Background: an optimization exercise with open tools, aiming at small area. Do not read the settings as production practice. Not every run is shown, and edits may drop behaviour that the tests do not exercise. Function was not checked in any run shown here: the RTL went through the layout flow alone. Power and IR drop assume default switching activity.

run_1/placement.png
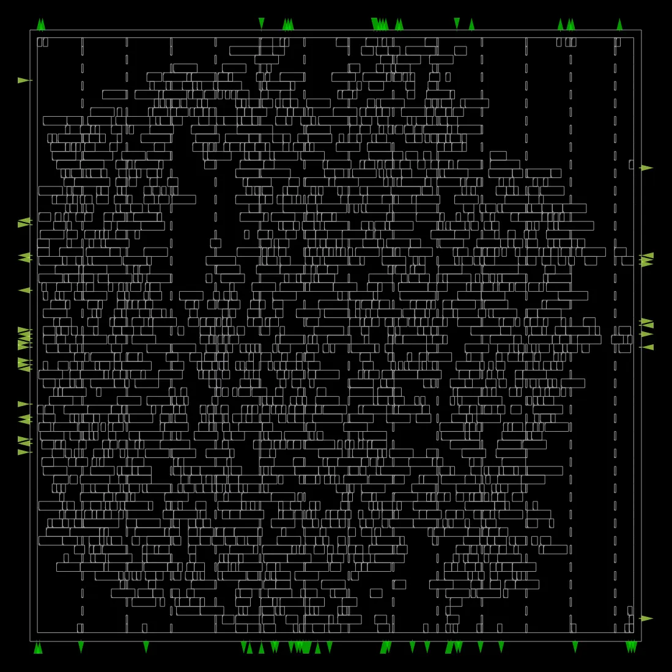
run_1/io_placement.png
Pins as bars across the die edge, other pins in gray.
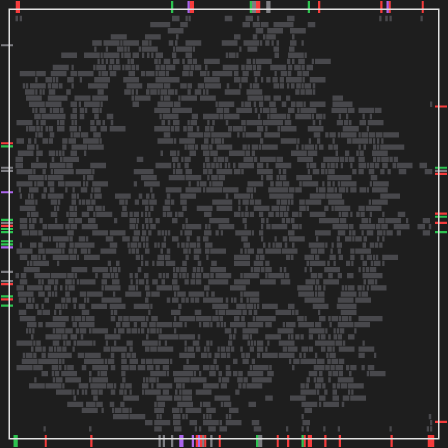
run_1/cell_density.png
The bar under the picture is 50 µm long. The die is cut into 19 by 19 equal tiles; white is low, dark blue is high, 0 to 100% covered.
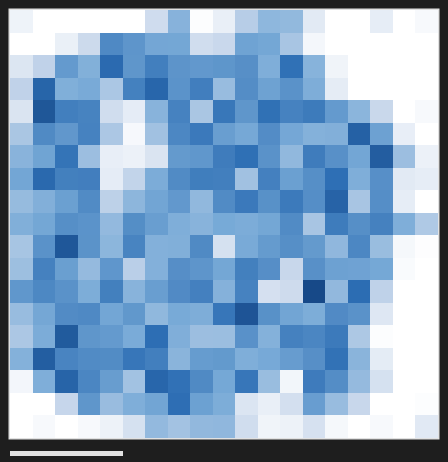
run_1/layer_met4.png
Supply wires on this layer in gray.
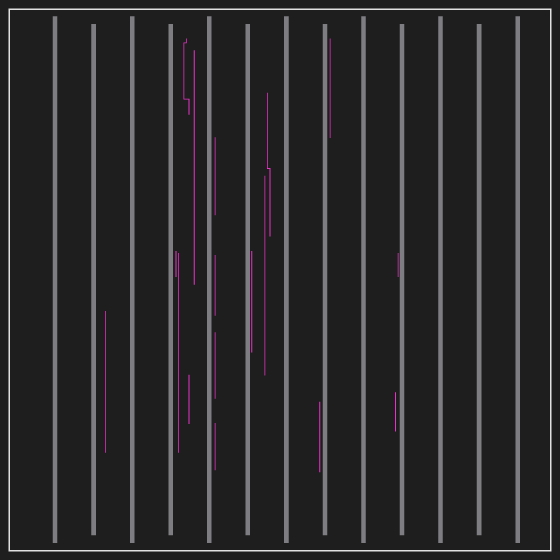
[design/flow/run.sh]
#!/bin/bash
# synth_recipe.tcl (not shown) runs the flow's synth.tcl, then flattens the netlist and writes it again
# the make line also repeats each setting of config.mk as NAME=value (left out here)
make -C /OpenROAD-flow-scripts/flow DESIGN_CONFIG=/design/flow/config.mk WORK_HOME=/design/flow/orfs CLKGATE_MAP_FILE= SYNTH_SCRIPT=/design/flow/synth_recipe.tcl finish
[design/flow/config.mk]
export PLATFORM = sky130hd
export DESIGN_NAME = TrainControlSystem
export DESIGN_NICKNAME = TrainControlSystem
export VERILOG_FILES = /design/flow/design.v
export SDC_FILE = /design/flow/constraint.sdc
export NUM_CORES = 4
export LEC_CHECK = 0
export CAP_MARGIN = 20
export CORE_MARGIN = 2
export CORE_UTILIZATION = 40
export SLEW_MARGIN = 20
[design/flow/constraint.sdc]
create_clock -name core_clock -period 20.0 [get_ports {CLOCK_50}]
set_input_delay 4.0000 -clock core_clock [delete_from_list [all_inputs] [get_ports {CLOCK_50}]]
set_output_delay 4.0000 -clock core_clock [all_outputs]
set_load 0.01 [all_outputs]
[design/flow/design.v]
module Encoder(input [3:0]in, output reg [2:0]out);
	always @(in) begin
		if (in[3]) out <= 3'b111;
		else if (in[2]) out <= 3'b110;
		else if (in[1]) out <= 3'b101;
		else if (in[0]) out <= 3'b100;
		else out <= 3'b000;
	end
endmodule
module Key(input key, input CLOCK_50, input reset, output reg pressed);
	reg prev;
	always @(posedge CLOCK_50) begin
		if (reset) begin
			pressed <= 0;
			prev <= 1;
		end else begin
			if (!key && prev) pressed <= 1;
			else if (key && !prev) pressed <= 0;
			prev <= key;
		end
	end
endmodule
module Switch#(parameter right = 0)(input open, input E, input CLOCK_50, input reset, output reg pwm);
	reg [19:0]counter;
	always @(posedge CLOCK_50) begin
		if (reset) begin
			counter <= 0;
			pwm <= 0;
		end else begin
			counter <= counter + 1;
			if (counter == ((open ^ right) ? 72000 : 62000)) pwm <= 0;
			if (counter == 1000000) begin
				counter <= 0;
				if (E) pwm <= 1;
			end
		end
	end
endmodule
module TrainControlSystem(input [17:0]SW, input [3:0]KEY, input CLOCK_50, input reset, output [7:0]LEDG, output[11:0]LEDR, output [35:0]GPIO);
	parameter L1 = 0, L2 = 1, R3 = 2, R4 = 3, S1 = 0, S2 = 1, S3 = 2, S4 = 3;
	reg [2:0]leftRoutes[3:0], rightRoutes[3:0];
	reg [2:0]stationRoutes[3:0];
	wire left2Pressed, left1Pressed, right4Pressed, right3Pressed;
	wire [2:0]trackPressed;
	Key left_2_key(KEY[3], CLOCK_50, reset, left2Pressed);
	Key left_1_key(KEY[2], CLOCK_50, reset, left1Pressed);
	Key right_4_key(KEY[1], CLOCK_50, reset, right4Pressed);
	Key right_3_key(KEY[0], CLOCK_50, reset, right3Pressed);
	Encoder track_encoder({right4Pressed, right3Pressed, left2Pressed, left1Pressed}, trackPressed);
	assign LEDG[2:0] = trackPressed;
	wire [2:0]stationTrackSelector;
	Encoder station_track_encoder(SW[3:0], stationTrackSelector);
	assign LEDG[6:4] = stationTrackSelector;
	reg trackPressedPrev;
	always @(posedge CLOCK_50) begin
		trackPressedPrev <= reset ? 1'b0 : trackPressed[2];
		if (reset) begin
			leftRoutes[0] = 0; leftRoutes[1] = 0; leftRoutes[2] = 0; leftRoutes[3] = 0;
			rightRoutes[0] = 0; rightRoutes[1] = 0; rightRoutes[2] = 0; rightRoutes[3] = 0;
			stationRoutes[0] = 0; stationRoutes[1] = 0; stationRoutes[2] = 0; stationRoutes[3] = 0;
		end else if (trackPressed[2] && !trackPressedPrev && stationTrackSelector[2]) begin
			if (trackPressed[1:0] == L2) begin
				if (stationTrackSelector[1:0] <= S2) begin
					if (stationRoutes[S1][1:0] == L1 || stationRoutes[S1][1:0] == L2) stationRoutes[S1] = 0;
					if (stationRoutes[S2][1:0] == L1 || stationRoutes[S2][1:0] == L2) stationRoutes[S2] = 0;
					if (stationRoutes[S3][1:0] == L1 || stationRoutes[S3][1:0] == L2) stationRoutes[S3] = 0;
					if (stationRoutes[S4][1:0] == L1 || stationRoutes[S4][1:0] == L2) stationRoutes[S4] = 0;
					leftRoutes[L1] = 0;
					leftRoutes[L2] = 0;
				end else begin
					if (stationRoutes[S1][1:0] == L2) stationRoutes[S1] = 0;
					if (stationRoutes[S2][1:0] == L2) stationRoutes[S2] = 0;
					if (stationRoutes[S3][1:0] == L1 || stationRoutes[S3][1:0] == L2) stationRoutes[S3] = 0;
					if (stationRoutes[S4][1:0] == L1 || stationRoutes[S4][1:0] == L2) stationRoutes[S4] = 0;
					if (leftRoutes[L1][1:0] == S3 || leftRoutes[L1][1:0] == S4) leftRoutes[L1] = 0;
					leftRoutes[L2] = 0;
				end
				stationRoutes[stationTrackSelector[1:0]] = L2;
				stationRoutes[stationTrackSelector[1:0]][2] = 1;
			end else if (trackPressed[1:0] == R3) begin
				if (stationTrackSelector[1:0] <= S2) begin
					if (stationRoutes[S1][1:0] == R3 || stationRoutes[S1][1:0] == R4) stationRoutes[S1] = 0;
					if (stationRoutes[S2][1:0] == R3 || stationRoutes[S2][1:0] == R4) stationRoutes[S2] = 0;
					if (stationRoutes[S3][1:0] == R3) stationRoutes[S3] = 0;
					if (stationRoutes[S4][1:0] == R3) stationRoutes[S4] = 0;
					rightRoutes[R3] = 0;
					if (rightRoutes[R4][1:0] == S1 || rightRoutes[R4][1:0] == S2) rightRoutes[R4] = 0;
				end else begin
					if (stationRoutes[S1][1:0] == R3 || stationRoutes[S1][1:0] == R4) stationRoutes[S1] = 0;
					if (stationRoutes[S2][1:0] == R3 || stationRoutes[S2][1:0] == R4) stationRoutes[S2] = 0;
					if (stationRoutes[S3][1:0] == R3 || stationRoutes[S3][1:0] == R4) stationRoutes[S3] = 0;
					if (stationRoutes[S4][1:0] == R3 || stationRoutes[S4][1:0] == R4) stationRoutes[S4] = 0;
					rightRoutes[R3] = 0;
					rightRoutes[R4] = 0;
				end
				stationRoutes[stationTrackSelector[1:0]] = R3;
				stationRoutes[stationTrackSelector[1:0]][2] = 1;
			end else if (trackPressed[1:0] == L1) begin
				if (stationTrackSelector[1:0] <= S2) begin
					if (stationRoutes[S1][1:0] == L1 || stationRoutes[S1][1:0] == L2) stationRoutes[S1] = 0;
					if (stationRoutes[S2][1:0] == L1 || stationRoutes[S2][1:0] == L2) stationRoutes[S2] = 0;
					if (stationRoutes[S3][1:0] == L1) stationRoutes[S3] = 0;
					if (stationRoutes[S4][1:0] == L1) stationRoutes[S4] = 0;
					leftRoutes[L1] = 0;
					if (leftRoutes[L2][1:0] == S1 || leftRoutes[L2][1:0] == S2) leftRoutes[L2] = 0;
				end else begin
					if (stationRoutes[S1][1:0] == L1 || stationRoutes[S1][1:0] == L2) stationRoutes[S1] = 0;
					if (stationRoutes[S2][1:0] == L1 || stationRoutes[S2][1:0] == L2) stationRoutes[S2] = 0;
					if (stationRoutes[S3][1:0] == L1 || stationRoutes[S3][1:0] == L2) stationRoutes[S3] = 0;
					if (stationRoutes[S4][1:0] == L1 || stationRoutes[S4][1:0] == L2) stationRoutes[S4] = 0;
					leftRoutes[L1] = 0;
					leftRoutes[L2] = 0;
				end
				leftRoutes[L1] = stationTrackSelector[1:0];
				leftRoutes[L1][2] = 1;
			end else if (trackPressed[1:0] == R4) begin
				if (stationTrackSelector[1:0] <= S2) begin
					if (stationRoutes[S1][1:0] == R3 || stationRoutes[S1][1:0] == R4) stationRoutes[S1] = 0;
					if (stationRoutes[S2][1:0] == R3 || stationRoutes[S2][1:0] == R4) stationRoutes[S2] = 0;
					if (stationRoutes[S3][1:0] == R3 || stationRoutes[S3][1:0] == R4) stationRoutes[S3] = 0;
					if (stationRoutes[S4][1:0] == R3 || stationRoutes[S4][1:0] == R4) stationRoutes[S4] = 0;
					rightRoutes[R3] = 0;
					rightRoutes[R4] = 0;
				end else begin
					if (stationRoutes[S1][1:0] == R4) stationRoutes[S1] = 0;
					if (stationRoutes[S2][1:0] == R4) stationRoutes[S2] = 0;
					if (stationRoutes[S3][1:0] == R3 || stationRoutes[S3][1:0] == R4) stationRoutes[S3] = 0;
					if (stationRoutes[S4][1:0] == R3 || stationRoutes[S4][1:0] == R4) stationRoutes[S4] = 0;
					if (rightRoutes[R3][1:0] == S3 || rightRoutes[R3][1:0] == S4) rightRoutes[R3] = 0;
					rightRoutes[R4] = 0;
				end
				rightRoutes[R4] = stationTrackSelector[1:0];
				rightRoutes[R4][2] = 1;
			end
		end
	end
	parameter SWITCH1 = 0, SWITCH2 = 2, SWITCH3 = 4, SWITCH4 = 6, SWITCH5 = 8, SWITCH6 = 10, SWITCH7 = 12, SWITCH8 = 14, SWITCH9 = 16, SWITCH10 = 18, SWITCH11 = 20, SWITCH12 = 22;
	assign LEDR[0] = stationRoutes[S3][2] && stationRoutes[S3][1:0] == L1 || stationRoutes[S4][2] && stationRoutes[S4][1:0] == L1 || leftRoutes[L1][2] && leftRoutes[L1][1:0] >= S3;
	assign LEDR[3] = LEDR[0];
	Switch switch_1(LEDR[0], SW[6], CLOCK_50, reset, GPIO[SWITCH1]);
	Switch switch_4(LEDR[3], SW[9], CLOCK_50, reset, GPIO[SWITCH4]);
	assign LEDR[1] = stationRoutes[S1][2] && stationRoutes[S1][1:0] == L2 || stationRoutes[S2][2] && stationRoutes[S2][1:0] == L2 || leftRoutes[L2][2] && leftRoutes[L2][1:0] <= S2;
	assign LEDR[2] = LEDR[1];
	Switch#(1) switch_2(LEDR[1], SW[7], CLOCK_50, reset, GPIO[SWITCH2]);
	Switch#(1) switch_3(LEDR[2], SW[8], CLOCK_50, reset, GPIO[SWITCH3]);
	assign LEDR[4] = stationRoutes[S1][2] && stationRoutes[S1][1:0] == L1 || stationRoutes[S1][2] && stationRoutes[S1][1:0] == L2 || leftRoutes[L1][2] && leftRoutes[L1][1:0] == S1 || leftRoutes[L2][2] && leftRoutes[L2][1:0] == S1;
	Switch#(1) switch_5(LEDR[4], SW[10], CLOCK_50, reset, GPIO[SWITCH5]);
	assign LEDR[5] = stationRoutes[S4][2] && stationRoutes[S4][1:0] == L1 || stationRoutes[S4][2] && stationRoutes[S4][1:0] == L2 || leftRoutes[L1][2] && leftRoutes[L1][1:0] == S4 || leftRoutes[L2][2] && leftRoutes[L2][1:0] == S4;
	Switch switch_6(LEDR[5], SW[11], CLOCK_50, reset, GPIO[SWITCH6]);
	assign LEDR[6] = stationRoutes[S1][2] && stationRoutes[S1][1:0] == R3 || stationRoutes[S1][2] && stationRoutes[S1][1:0] == R4 || rightRoutes[R3][2] && rightRoutes[R3][1:0] == S1 || rightRoutes[R4][2] && rightRoutes[R4][1:0] == S1;
	Switch switch_7(LEDR[6], SW[12], CLOCK_50, reset, GPIO[SWITCH7]);
	assign LEDR[7] = stationRoutes[S4][2] && stationRoutes[S4][1:0] == R3 || stationRoutes[S4][2] && stationRoutes[S4][1:0] == R4 || rightRoutes[R3][2] && rightRoutes[R3][1:0] == S4 || rightRoutes[R4][2] && rightRoutes[R4][1:0] == S4;
	Switch#(1) switch_8(LEDR[7], SW[13], CLOCK_50, reset, GPIO[SWITCH8]);
	assign LEDR[8] = stationRoutes[S1][2] && stationRoutes[S1][1:0] == R4 || stationRoutes[S2][2] && stationRoutes[S2][1:0] == R4 || rightRoutes[R4][2] && rightRoutes[R4][1:0] <= S2;
	assign LEDR[11] = LEDR[8];
	Switch switch_9(LEDR[8], SW[14], CLOCK_50, reset, GPIO[SWITCH9]);
	Switch switch_12(LEDR[11], SW[17], CLOCK_50, reset, GPIO[SWITCH12]);
	assign LEDR[9] = stationRoutes[S3][2] && stationRoutes[S3][1:0] == R3 || stationRoutes[S4][2] && stationRoutes[S4][1:0] == R3 || rightRoutes[R3][2] && rightRoutes[R3][1:0] >= S3;
	assign LEDR[10] = LEDR[9];
	Switch#(1) switch_10(LEDR[9], SW[15], CLOCK_50, reset, GPIO[SWITCH10]);
	Switch#(1) switch_11(LEDR[10], SW[16], CLOCK_50, reset, GPIO[SWITCH11]);
	assign LEDG[3] = 1'b0;
	assign LEDG[7] = 1'b0;
	assign {GPIO[35:23], GPIO[21], GPIO[19], GPIO[17], GPIO[15], GPIO[13], GPIO[11], GPIO[9], GPIO[7], GPIO[5], GPIO[3], GPIO[1]} = 0;
endmodule
==> qor.yml, run 1 <==
pwr:
  p_sw_uw: 294
  pg_clk_uw: 612
  p_clk_frac: 0.478
  static-leakage-power_nw: 5.49
  powerComb_uw: 90.3
  p_seq_uw: 578
  vdd_drop_max_v: 0.0000678
  p_total_mw: 1.28
  power_leader: "clock"
  p_per_area_nw_per_um2: 82.2
  switching_share: 0.230
  p_int_uw: 986
  comb_power_share: 0.071
  p_seq_frac: 0.452
route:
  vias: 11000
  drcViolationCount: 0
  top_layer: "met4"
  ant_nets: 0
  met1Wirelength_mm: 14.3
  drtIter0Drc: 541
  drt-total-wl_mm: 28.7
  via_per_inst: 5.08
  dr_wl_met2_mm: 12.5
  post_drt_wl_per_cell_um: 13.3
  dr.pass1.iters: 4
  dr_wl_met3_mm: 1.25
final_layout:
  fill_cells: 3337
  final-clk-cell-share: 0.0706
  multiInputGateArea_um2: 7540
  multi_input_area_share: 0.484
  regArea_um2: 5590
  seq_cells: 279
  n_all_inverters: 71
  final_cell_area_um2: 15600
  areaGrowthSynthToFinish_pct: 12.5
  buffers: 53
  drive_gt1_frac: 0.0535
  final-nonclk-buf-share: 0.0334
  largest_class: "multi-input combinational cells"
  nMultiInputCombCells: 1243
  clkbuf_count: 40
  antennaDiodeCount: 0
  layout_common_cells: "316 x nor2_1, 279 x dfxtp_1, 128 x nand2_1"
  finalNetCount: 1734
  final_common_cell: "nor2_1"
  seq_share: 0.359
worst_setup_path:
  reg2reg_slack_ps: 17030
  crit_chain: "clkdlybuf4s50_1, nor4_1, inv_1, clkdlybuf4s50_1"
  rr_startpoint: "right_4_key.pressed"
  critPathCapture: "LEDG[6]"
  r2r_cells: 7
  cp-end-kind: "output port"
  startpoint: "SW[3]"
  worst-setup-path-type: "in -> out"
  cp_max_fo: 10
  crit_buf_inv: 3
  max_stage_delay_ps: 640
  reg2reg_to: "stationRoutes[1][1]"
  worstPathRequired_ps: 16000
  cpMostUsedCell: "clkdlybuf4s50_1"
  critPathLaunchType: "input port"
  cp_top_family: "buffers and inverters"
  cp_slowest_cell: "nor4_1"
  arrival_ps: 5920
  cp.depth: 4
hold_path:
  holdPathStages: 1
  hold_end: "switch_6.counter[0]"
  hp-class: "reg -> reg"
  hold_start: "switch_6.counter[0]"
run_status:
  outcome: "no timing/DRC/antenna violations"
grt:
  globalRouteOverflowTotal: 0
  grtUsageMet3: 0.0234
  use_met2: 0.253
  track_usage: 0.158
  antenna_found_initial: 0
  grt_pass1_wl_mm: 49.2
  grt_busiest_layer: "met2"
  grt_max_degree: 46
  grt_pass1_vias: 10200
  use_met1: 0.222
synth:
  syn_inst: 1662
  avgSynthCellArea_um2: 8.33
  synth_top_cell_by_area: "dfxtp_1"
  synth_edf_count: 0
  synthArstFlopShare: 0
  ys_types: 70
  synth_compound_area_frac: 0.0465
  synth_most_common_cell: "nor2_1"
  post_synth_and_or_nand_nor_area_fraction: 0.315
  yosysWarnings: 8
  ys.flop_type: "dfxtp_1"
  synth_area_leaders: "dfxtp_1 40%, nor2_1 8.6%, xor2_1 7.7%"
  synth.top_cell.area_share: 0.403
  ys_top_cells_by_count: "316 x nor2_1, 279 x dfxtp_1, 128 x nand2_1"
  ys_ff_latch: 279
  ys_seq_area_frac: 0.403
  synthMuxAreaShare: 0.0102
  synth-xor-area-share: 0.137
  synthesis.area_um2: 13900
sta:
  clock.fmax_ghz: 0.101
  hold_viol: 0
  finalCriticalPeriod_ps: 9920
  fin_tns_setup_ps: 0
  slew-limit-headroom: 0.442
  rsz0062_at_grt: "false"
  worst_pin_slew_ps: 829
  min_period_over_period: 0.496
  setup_violations: 0
  worst_slack_ps: 10080
  hold-worst-slack_ps: 469
  skew_ps: 25.5
  slew_viol_final: 0
cts:
  post_cts_buffers: 0
  clk_path_buf_depth: 3
  clock-sinks: 279
  cts_tree: "yes"
  cts-buffers-inserted: 31
  cts-htree-levels: 1
  path_clk_slew_ps: 60
  ctsHoldBuffers: 0
  root_buffer: "clkbuf_16"
  post_cts_resize_count: 0
  clock_latency_ps: 560
run:
  cap_violations: 0
die:
  ios: 80
  die_area_um2: 36100
placed_design:
  dp_slack_ps: 10060
  hpwl_mm: 19.7
  place_inst: 2101
  gp_congestion: 0.862
  placedInstanceArea_um2: 14500
## Picture notes: placement.png
final std cells w/o fill: 2157
Taps Inserted: 455
Placement Rows: 68

## Picture notes: io_placement.png
[GPIO] red | pins: 36 | direction: output | edge: 17 bottom, 10 top, 5 right, 4 left
[SW] green | pins: 18 | direction: input | edge: 8 left, 4 bottom, 3 top, 3 right
[LEDG] purple | pins: 8 | direction: output | edge: 4 bottom, 2 top, 2 left
Port Buf Inserts: 51
Chip Width: 190 µm
die height: 190 µm

## Picture notes: cell_density.png
emptiest ninth of the die: upper right
fullest tile: 90%
nearly empty tiles: 14%
tiles over 75% full: 4.7%
Initial Util: 0.404
Placeable Area: 34300 µm²
final core occ: 0.454

## Picture notes: layer_met4.png
longest straight run: 82.3 µm
nets with wire on the layer: 9
share of all routed wire: 2.0%
main direction: vertical
wire length on this layer: 582 µm

run_1/layer_met2.png
Cells faint in the background.
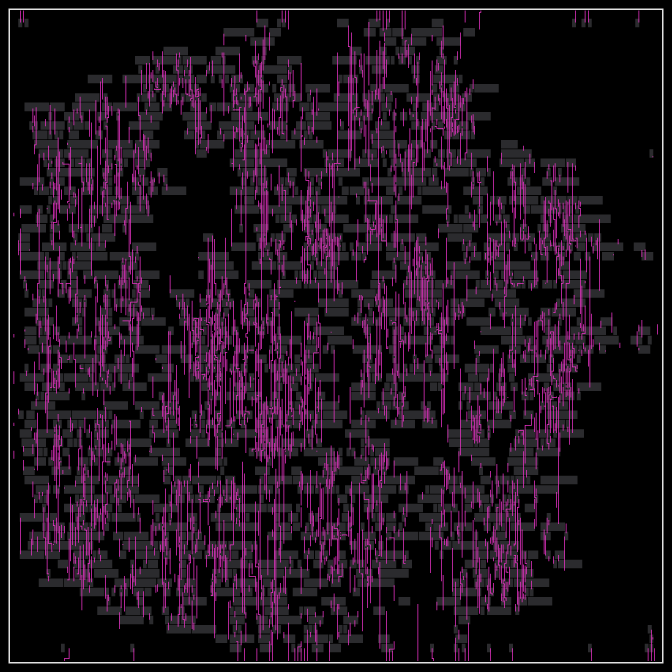

## Run 2: files that changed since run 1, shown whole
removed: design/flow/run.sh
==> design/flow/design.v <==
module Encoder(input [3:0]in, output reg [2:0]out);
	always @(in) begin
		if (in[3]) out <= 3'b111;
		else if (in[2]) out <= 3'b110;
		else if (in[1]) out <= 3'b101;
		else if (in[0]) out <= 3'b100;
		else out <= 3'b000;
	end
endmodule
module Key(input [3:0]KEY, input CLOCK_50, input reset, output reg [2:0]trackPressed, output reg prevValid);
	wire [2:0]enc;
	Encoder key_encoder({~KEY[1], ~KEY[0], ~KEY[3], ~KEY[2]}, enc);
	always @(posedge CLOCK_50) begin
		trackPressed <= reset ? 3'b000 : enc;
		prevValid <= reset ? 1'b0 : trackPressed[2];
	end
endmodule
module Switch(input [11:0]open, input [11:0]E, input CLOCK_50, input reset, output reg [11:0]pwm);
	localparam [11:0] RIGHT = 12'b0110_1001_0110;
	localparam [19:0] S62 = 20'h4ff2e, S72 = 20'h9a6dc, SEND = 20'hfa6b3;
	reg [19:0]lfsr;
	wire atEnd = lfsr == SEND;
	wire at62 = lfsr == S62;
	wire at72 = lfsr == S72;
	always @(posedge CLOCK_50) begin
		if (reset || atEnd) lfsr <= 20'd0;
		else lfsr <= {~lfsr[18:0], lfsr[19] ^ lfsr[16]};
	end
	wire [11:0]sel72 = open ^ RIGHT;
	integer i;
	always @(posedge CLOCK_50) begin
		for (i = 0; i < 12; i = i + 1) begin
			if (reset) pwm[i] <= 1'b0;
			else if (atEnd) pwm[i] <= pwm[i] | E[i];
			else if (sel72[i] ? at72 : at62) pwm[i] <= 1'b0;
		end
	end
endmodule
module TrainControlSystem(input [17:0]SW, input [3:0]KEY, input CLOCK_50, input reset, output [7:0]LEDG, output[11:0]LEDR, output [35:0]GPIO);
	parameter L1 = 0, L2 = 1, R3 = 2, R4 = 3;
	reg [1:0]P, Q, Lr, Rr;
	wire [2:0]trackPressed;
	wire trackPressedPrev;
	Key keys(KEY, CLOCK_50, reset, trackPressed, trackPressedPrev);
	assign LEDG[2:0] = trackPressed;
	wire [2:0]stationTrackSelector;
	Encoder station_track_encoder(SW[3:0], stationTrackSelector);
	assign LEDG[6:4] = stationTrackSelector;
	wire [1:0]s = stationTrackSelector[1:0];
	always @(posedge CLOCK_50) begin
		if (reset) begin
			P <= 2'd2; Q <= 2'd1; Lr <= 2'd1; Rr <= 2'd2;
		end else if (trackPressed[2] && !trackPressedPrev && stationTrackSelector[2]) begin
			case (trackPressed[1:0])
				L2: begin
					P <= s;
					if (Q == s) Q <= 2'd1;
					if (!s[1] || Lr[1]) Lr <= 2'd1;
				end
				R3: begin
					Q <= s;
					if (P == s) P <= 2'd2;
					if (s[1] || !Rr[1]) Rr <= 2'd2;
				end
				L1: begin
					Lr <= s;
					if (s[1] || !P[1]) P <= 2'd2;
				end
				R4: begin
					Rr <= s;
					if (!s[1] || Q[1]) Q <= 2'd1;
				end
			endcase
		end
	end
	assign LEDR[0] = Lr[1];
	assign LEDR[1] = !P[1];
	assign LEDR[2] = LEDR[1];
	assign LEDR[3] = LEDR[0];
	assign LEDR[4] = P == 2'd0 || Lr == 2'd0;
	assign LEDR[5] = P == 2'd3 || Lr == 2'd3;
	assign LEDR[6] = Q == 2'd0 || Rr == 2'd0;
	assign LEDR[7] = Q == 2'd3 || Rr == 2'd3;
	assign LEDR[8] = !Rr[1];
	assign LEDR[9] = Q[1];
	assign LEDR[10] = LEDR[9];
	assign LEDR[11] = LEDR[8];
	wire [11:0]pwm;
	Switch switches(LEDR, SW[17:6], CLOCK_50, reset, pwm);
	assign LEDG[3] = 1'b0;
	assign LEDG[7] = 1'b0;
	genvar g;
	generate for (g = 0; g < 12; g = g + 1) begin : gpio
		assign GPIO[2*g] = pwm[g];
		assign GPIO[2*g+1] = 1'b0;
	end endgenerate
	assign GPIO[35:24] = 12'd0;
endmodule
==> design/flow/flow/run.sh <==
#!/bin/bash
set -euo pipefail
cat >> config.mk <<'EOF'
export BUFFER_PORTS_ARGS = -buffer_cell sky130_fd_sc_hd__buf_1
export SKIP_REPAIR_TIE_FANOUT = 1
export CTS_ARGS = -sink_clustering_enable -repair_clock_nets -dont_use_dummy_load -buf_list {sky130_fd_sc_hd__clkbuf_16} -sink_clustering_size 50 -sink_clustering_max_diameter 500
EOF
bash standard.sh > standard.log 2>&1
==> design/flow/standard.sh <==
#!/bin/bash
# synth_recipe.tcl (not shown) runs the flow's synth.tcl, then flattens the netlist and writes it again
# the make line also repeats each setting of config.mk as NAME=value (left out here)
make -C /OpenROAD-flow-scripts/flow DESIGN_CONFIG=/design/flow/config.mk WORK_HOME=/design/flow/orfs CLKGATE_MAP_FILE= SYNTH_SCRIPT=/design/flow/synth_recipe.tcl "${@:-finish}"
==> design/flow/config.mk <==
export PLATFORM = sky130hd
export DESIGN_NAME = TrainControlSystem
export DESIGN_NICKNAME = TrainControlSystem
export VERILOG_FILES = /design/flow/design.v
export SDC_FILE = /design/flow/constraint.sdc
export NUM_CORES = 4
export LEC_CHECK = 0
export CAP_MARGIN = 20
export CORE_MARGIN = 2
export CORE_UTILIZATION = 40
export SLEW_MARGIN = 20
export BUFFER_PORTS_ARGS = -buffer_cell sky130_fd_sc_hd__buf_1
export SKIP_REPAIR_TIE_FANOUT = 1
export CTS_ARGS = -sink_clustering_enable -repair_clock_nets -dont_use_dummy_load -buf_list {sky130_fd_sc_hd__clkbuf_16} -sink_clustering_size 50 -sink_clustering_max_diameter 500
run_2/layer_met2.png
Cells faint in the background.
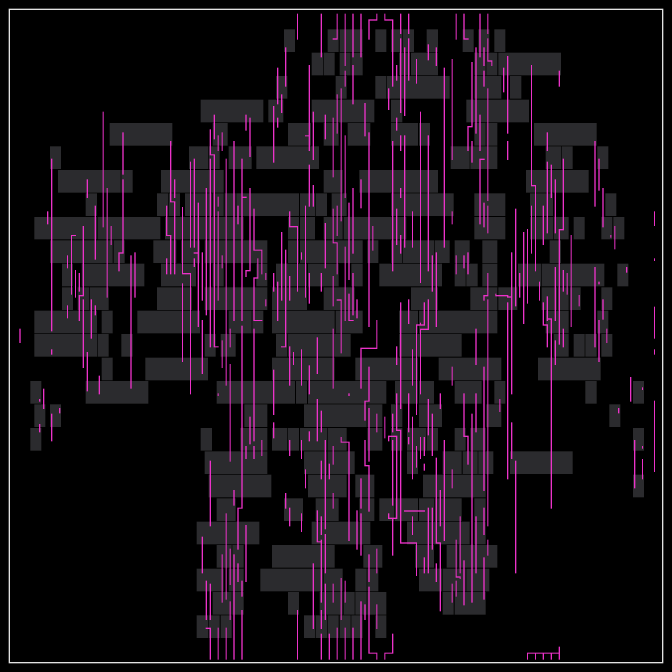
wire length on this layer: 1930 µm
nets with wire on the layer: 233
share of all routed wire: 46%
longest straight run: 26.2 µm
main direction: vertical
met2 usage: 0.245
total wire length: 4.21 mm

run_2/io_placement.png
Pins as bars across the die edge, other pins in gray.
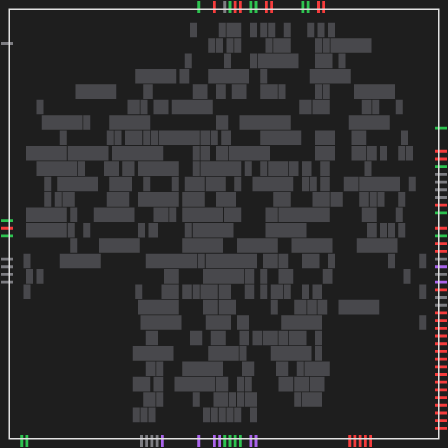
[LEDG] purple | pins: 8 | direction: output | edge: 6 bottom, 2 right
[SW] green | pins: 18 | direction: input | edge: 6 bottom, 6 top, 4 right, 2 left
[GPIO] red | pins: 36 | direction: output | edge: 23 right, 7 top, 5 bottom, 1 left

==> qor.yml, run 2 <==
synth:
  synth_most_common_cell: "dfxtp_1"
  post_synth_and_or_nand_nor_area_fraction: 0.199  # -0.116
  synth-xor-area-share: 0.0128  # -0.124
  avgSynthCellArea_um2: 8.73  # +4.8%
  ys.flop_type: "dfxtp_1"
  syn_inst: 235  # -86%
  synth_compound_area_frac: 0.165  # +0.118
  yosysWarnings: 4  # -4
  synth_top_cell_by_area: "dfxtp_1"
  ys_top_cells_by_count: "44 x dfxtp_1, 34 x buf_4, 29 x nor2_1"
  ys_types: 46  # -34%
hold_path:
  holdPathStages: 1  # unchanged
  hold_start: "switches.lfsr[9]"
  hp-class: "reg -> reg"
  hold_end: "switches.lfsr[10]"
cts:
  clock_latency_ps: 280  # -280 ps
  clock-sinks: 44  # -84%
  cts_tree: "yes"
  post_cts_resize_count: 0  # unchanged
  cts-htree-levels: 2  # +1
  path_clk_slew_ps: 60  # about the same
  clk_path_buf_depth: 2  # -1
  cts-buffers-inserted: 5  # -84%
final_layout:
  finalNetCount: 278  # -84%
  final_cell_area_um2: 2170  # -86%
  nMultiInputCombCells: 139  # -89%
  drive_gt1_frac: 0.0520  # -0.00147
  layout_common_cells: "51 x buf_1, 44 x dfxtp_1, 29 x nor2_1"
  final-nonclk-buf-share: 0.0916  # +0.0582
  buffers: 52  # -1.9%
  largest_class: "flip-flops and latches"
  final-clk-cell-share: 0.0576  # -0.0130
die:
  fp.dieW_um: 75.6  # -60%
  dieHeight_um: 75.6  # -60%
  ios: 80  # unchanged
grt:
  use_met1: 0.208  # -0.0133
  grt_pass1_vias: 1461  # -86%
  antenna_found_initial: 0  # unchanged
  globalRouteOverflowTotal: 0  # unchanged
  grt_max_degree: 31  # -33%
worst_setup_path:
  critPathLaunchType: "input port"
  worstPathRequired_ps: 16000  # about the same
  reg2reg_to: "switches.lfsr[13]"
  rr_startpoint: "switches.lfsr[14]"
  cp-end-kind: "output port"
  critPathCapture: "LEDG[6]"
  cp.depth: 4  # unchanged
  crit_chain: "buf_1, nor4_1, inv_1, buf_1"
  worst-setup-path-type: "in -> out"
  cp_top_family: "simple AND/OR/NAND/NOR gates"
  arrival_ps: 4860  # -1060 ps
sta:
  slew-limit-headroom: 0.638  # +0.195
  fin_tns_setup_ps: 0  # unchanged
  hold_viol: 0  # unchanged
  worst_slack_ps: 11140  # +1060 ps
  min_period_over_period: 0.443  # -0.0528
  skew_ps: 12.4  # -13.1 ps
placed_design:
  gp_congestion: 0.765  # -11%
  placedInstanceArea_um2: 2050  # -86%
  place_inst: 315  # -85%
  portBuffers: 51  # unchanged
  hpwl_mm: 3.05  # -85%
route:
  dr_wl_met3_um: 200  # -84%
  drtIter0Drc: 59  # -89%
  vias: 1598  # -85%
  ant_nets: 0  # unchanged
  post_drt_wl_per_cell_um: 13.1  # -1.1%
  dr.pass1.iters: 4  # unchanged
  dr_wl_met2_mm: 1.93  # -85%
pwr:
  comb_power_share: 0.091  # +0.020
  p_total_uw: 187  # -85%
  p_sw_uw: 44.6  # -85%
  p_int_uw: 142  # -86%
  power_leader: "registers"
  p_seq_frac: 0.515  # +0.063
  pg_clk_uw: 73.6  # -88%
  vdd_drop_max_v: 0.0000594  # -12%
  static-leakage-power_nw: 0.764  # -86%
run_status:
  outcome: "no timing/DRC/antenna violations"
run:
  cap_violations: 0  # unchanged
run_2/placement.png
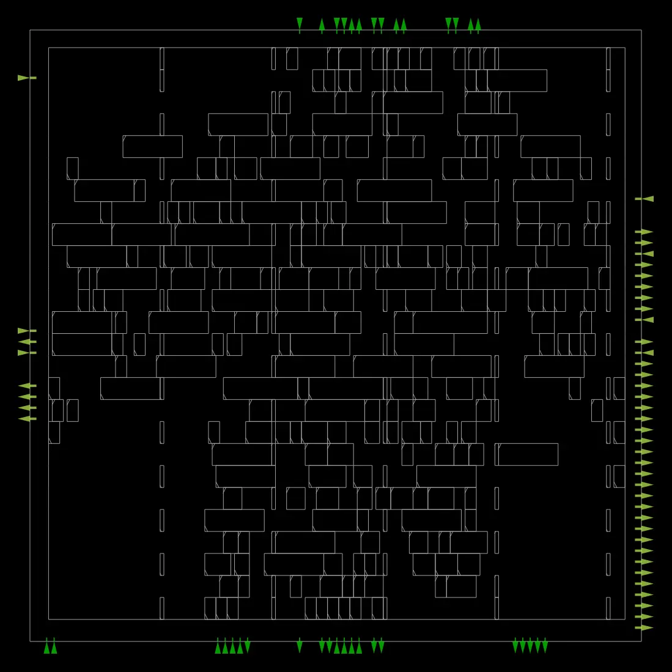
Fillers: 540
final std cells w/o fill: 320
Placement Rows: 26
Seq Cell Count: 44
Placeable Area: 5040 µm²

run_2/flops_by_reg.png
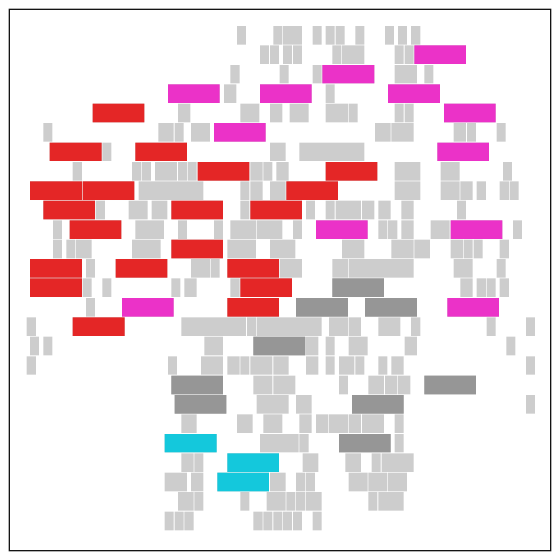
[keys.trackPressed] cyan | placed flops: 3
[switches.lfsr] red | placed flops: 20
[switches.pwm] magenta | placed flops: 12
not colored: 9
final core occ: 0.431
sequential power: 96.2 µW
register area: 881 µm²
sequential cell area share: 0.406

run_2/cell_density.png
The bar under the picture is 20 µm long. The die is cut into 8 by 8 equal tiles; white is low, dark blue is high, 0 to 100% covered.
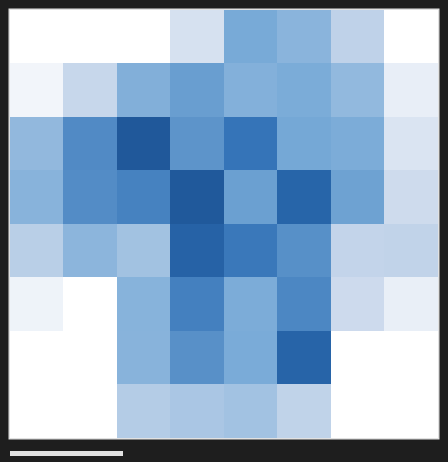

==> run 3, diff against run 2 <==
==> design/flow/flow/run.sh (replaced) <==
#!/bin/bash
set -euo pipefail
cat >> config.mk <<'EOF'
export BUFFER_PORTS_ARGS = -buffer_cell sky130_fd_sc_hd__buf_1
export SKIP_REPAIR_TIE_FANOUT = 1
export CTS_ARGS = -sink_clustering_enable -repair_clock_nets -dont_use_dummy_load -buf_list {sky130_fd_sc_hd__clkbuf_8}
EOF
bash standard.sh > standard.log 2>&1
--- a/design/flow/config.mk
+++ b/design/flow/config.mk
@@ -11,4 +11,4 @@
 export SLEW_MARGIN = 20
 export BUFFER_PORTS_ARGS = -buffer_cell sky130_fd_sc_hd__buf_1
 export SKIP_REPAIR_TIE_FANOUT = 1
-export CTS_ARGS = -sink_clustering_enable -repair_clock_nets -dont_use_dummy_load -buf_list {sky130_fd_sc_hd__clkbuf_16} -sink_clustering_size 50 -sink_clustering_max_diameter 500
+export CTS_ARGS = -sink_clustering_enable -repair_clock_nets -dont_use_dummy_load -buf_list {sky130_fd_sc_hd__clkbuf_8}
run_3/cell_density.png
The bar under the picture is 20 µm long. The die is cut into 8 by 8 equal tiles; white is low, dark blue is high, 0 to 100% covered.
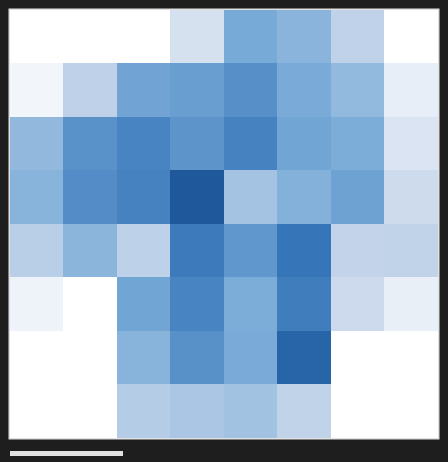
nearly empty tiles: 20%
densest ninth of the die: center
fullest tile: 84%
tiles over 75% full: 3.1%
mean over tiles: 35%
emptiest ninth of the die: lower left

run_3/layer_met2.png
Cells faint in the background.
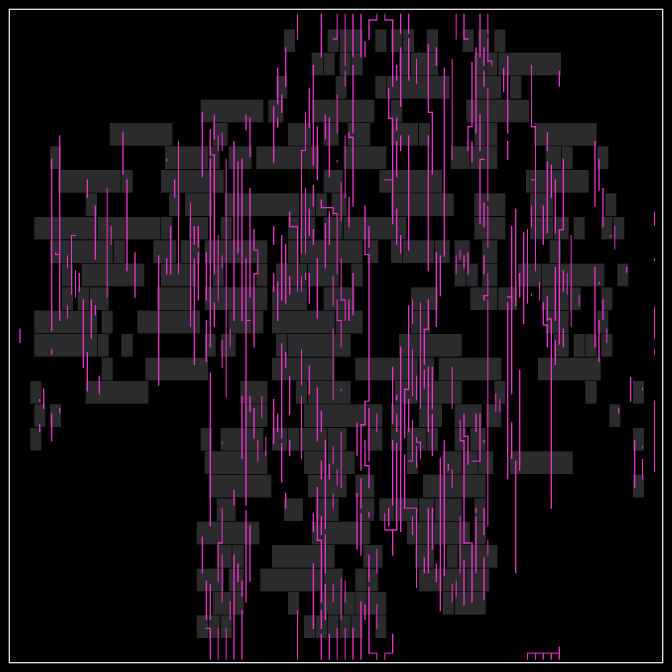
main direction: vertical
wire length on this layer: 1910 µm

==> qor.yml, run 3 <==
placed_design:
  placedInstanceArea_um2: 2050  # unchanged
  place_inst: 315  # unchanged
  hpwl_mm: 3.05  # unchanged
  gp_congestion: 0.765  # unchanged
final_layout:
  finalNetCount: 278  # unchanged
  regArea_um2: 881  # unchanged
  final_cell_area_um2: 2110  # -2.6%
  buffers: 52  # unchanged
  largest_class: "flip-flops and latches"
  nMultiInputCombCells: 139  # unchanged
  final_cells: 320  # unchanged
  final-clk-cell-share: 0.0325  # -0.0251
  final-nonclk-buf-share: 0.0941  # +0.00244
synth:
  synth_top_cell_by_area: "dfxtp_1"
  post_synth_and_or_nand_nor_area_fraction: 0.199  # unchanged
  synth-xor-area-share: 0.0128  # unchanged
  yosysWarnings: 4  # unchanged
  synth_compound_area_frac: 0.165  # unchanged
  synth_most_common_cell: "dfxtp_1"
  ys_top_cells_by_count: "44 x dfxtp_1, 34 x buf_4, 29 x nor2_1"
route:
  drt-total-wl_mm: 4.19  # -0.50%
  dr_wl_met3_um: 230  # +15%
  post_drt_wl_per_cell_um: 13.1  # -0.50%
  vias: 1605  # +0.44%
  dr.pass1.iters: 4  # unchanged
hold_path:
  holdPathStages: 1  # unchanged
  hold_start: "switches.lfsr[9]"
pwr:
  p_sw_uw: 42.1  # -5.5%
  p_seq_frac: 0.590  # +0.075
  pg_clk_uw: 49.6  # -33%
  comb_power_share: 0.105  # +0.014
  p_total_uw: 163  # -13%
  p_int_uw: 121  # -15%
  power_leader: "registers"
  vdd_drop_max_v: 0.0000422  # -29%
grt:
  use_met1: 0.197  # -0.0114
  globalRouteOverflowTotal: 0  # unchanged
  grt_pass1_vias: 1466  # +0.34%
  antenna_found_initial: 0  # unchanged
die:
  dieHeight_um: 75.6  # unchanged
  ios: 80  # unchanged
  coreArea_um2: 5040  # unchanged
  rows: 26  # unchanged
sta:
  slew-limit-headroom: 0.634  # -0.00363
  skew_ps: 18.3  # +5.96 ps
  hold_viol: 0  # unchanged
  fin_tns_setup_ps: 0  # unchanged
cts:
  path_clk_slew_ps: 90  # +30 ps
  cts_tree: "yes"
  cts-buffers-inserted: 5  # unchanged
  cts-htree-levels: 2  # unchanged
  post_cts_resize_count: 0  # unchanged
worst_setup_path:
  rr_startpoint: "switches.lfsr[14]"
  reg2reg_to: "switches.lfsr[9]"
  worstPathRequired_ps: 16000  # about the same
  cp-end-kind: "output port"
  critPathCapture: "LEDG[6]"
  critPathLaunchType: "input port"
run_status:
  outcome: "no timing/DRC/antenna violations"
run:
  cap_violations: 0  # unchanged
run_3/placement.png
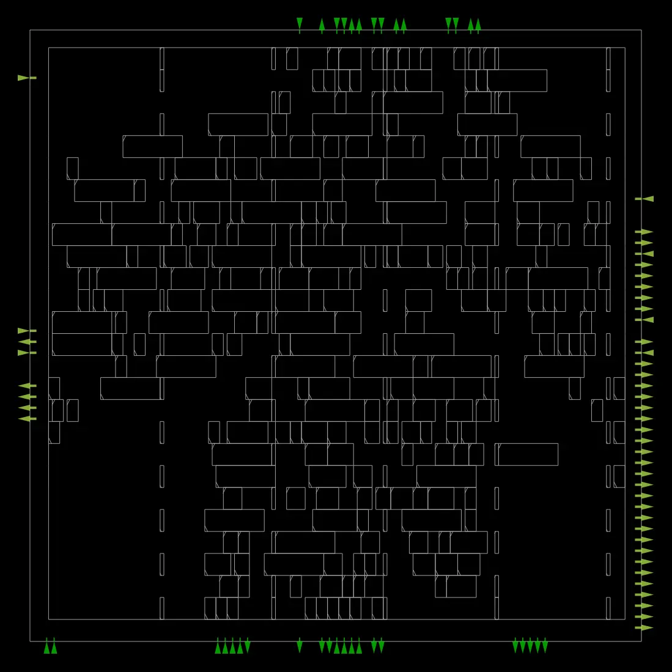
sequential cell area share: 0.417
final core occ: 0.419
Taps Inserted: 70
Fillers: 549

run_3/flops_by_reg.png
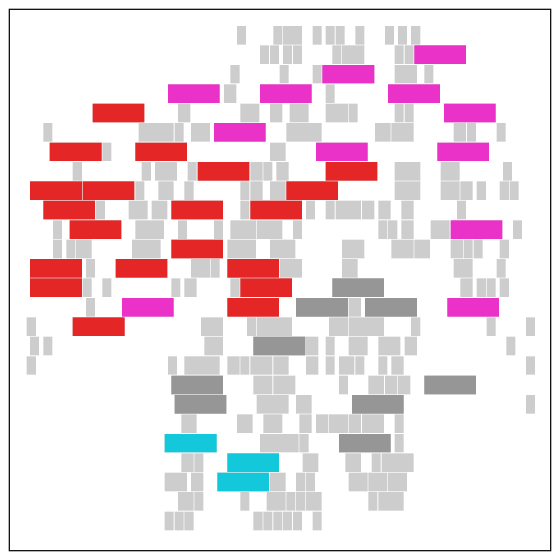
[switches.lfsr] red | placed flops: 20
[keys.trackPressed] cyan | placed flops: 3
[switches.pwm] magenta | placed flops: 12
sequential power: 96.0 µW

==> afterwards: timing with drivers on the ports <==
The flow's constraints put no driver on any port. The routed layouts listed below were extracted and timed again, unchanged, in two steps.
Step 1: set_driving_cell puts a clkbuf_16 on CLOCK_50 and a buf_2 on each other input, an assumption about the parent block.
Step 2, shift: input delay + t, output delay - t, t = (earliest + latest rising clock arrival at the registers) / 2. This alone moves slack from input paths to output paths.
Slacks: ideal / step 1 / step 2; pairs: ideal / step 1.
| run | t, ns | setup WS [ns] | hold slack, ns | worst slew at a driven data input, ns | cell pins on the clock port's net |
|---|---|---|---|---|---|
| run 1 | 0.593 | 10.083 / 10.034 / 10.034 | 0.469 / 0.469 / 0.469 | 0.06 | 1 |
| run 2 | 0.309 | 11.139 / 11.117 / 11.117 | 0.400 / 0.400 / 0.400 | 0.04 | 1 |
| run 3 | 0.316 | 11.136 / 11.115 / 11.115 | 0.395 / 0.395 / 0.395 | 0.04 | 1 |
After both steps every run listed still meets setup and hold. For run 1, which loses most, drivers alone change the setup slack by -0.049 ns; drivers and shift together by -0.049 ns.
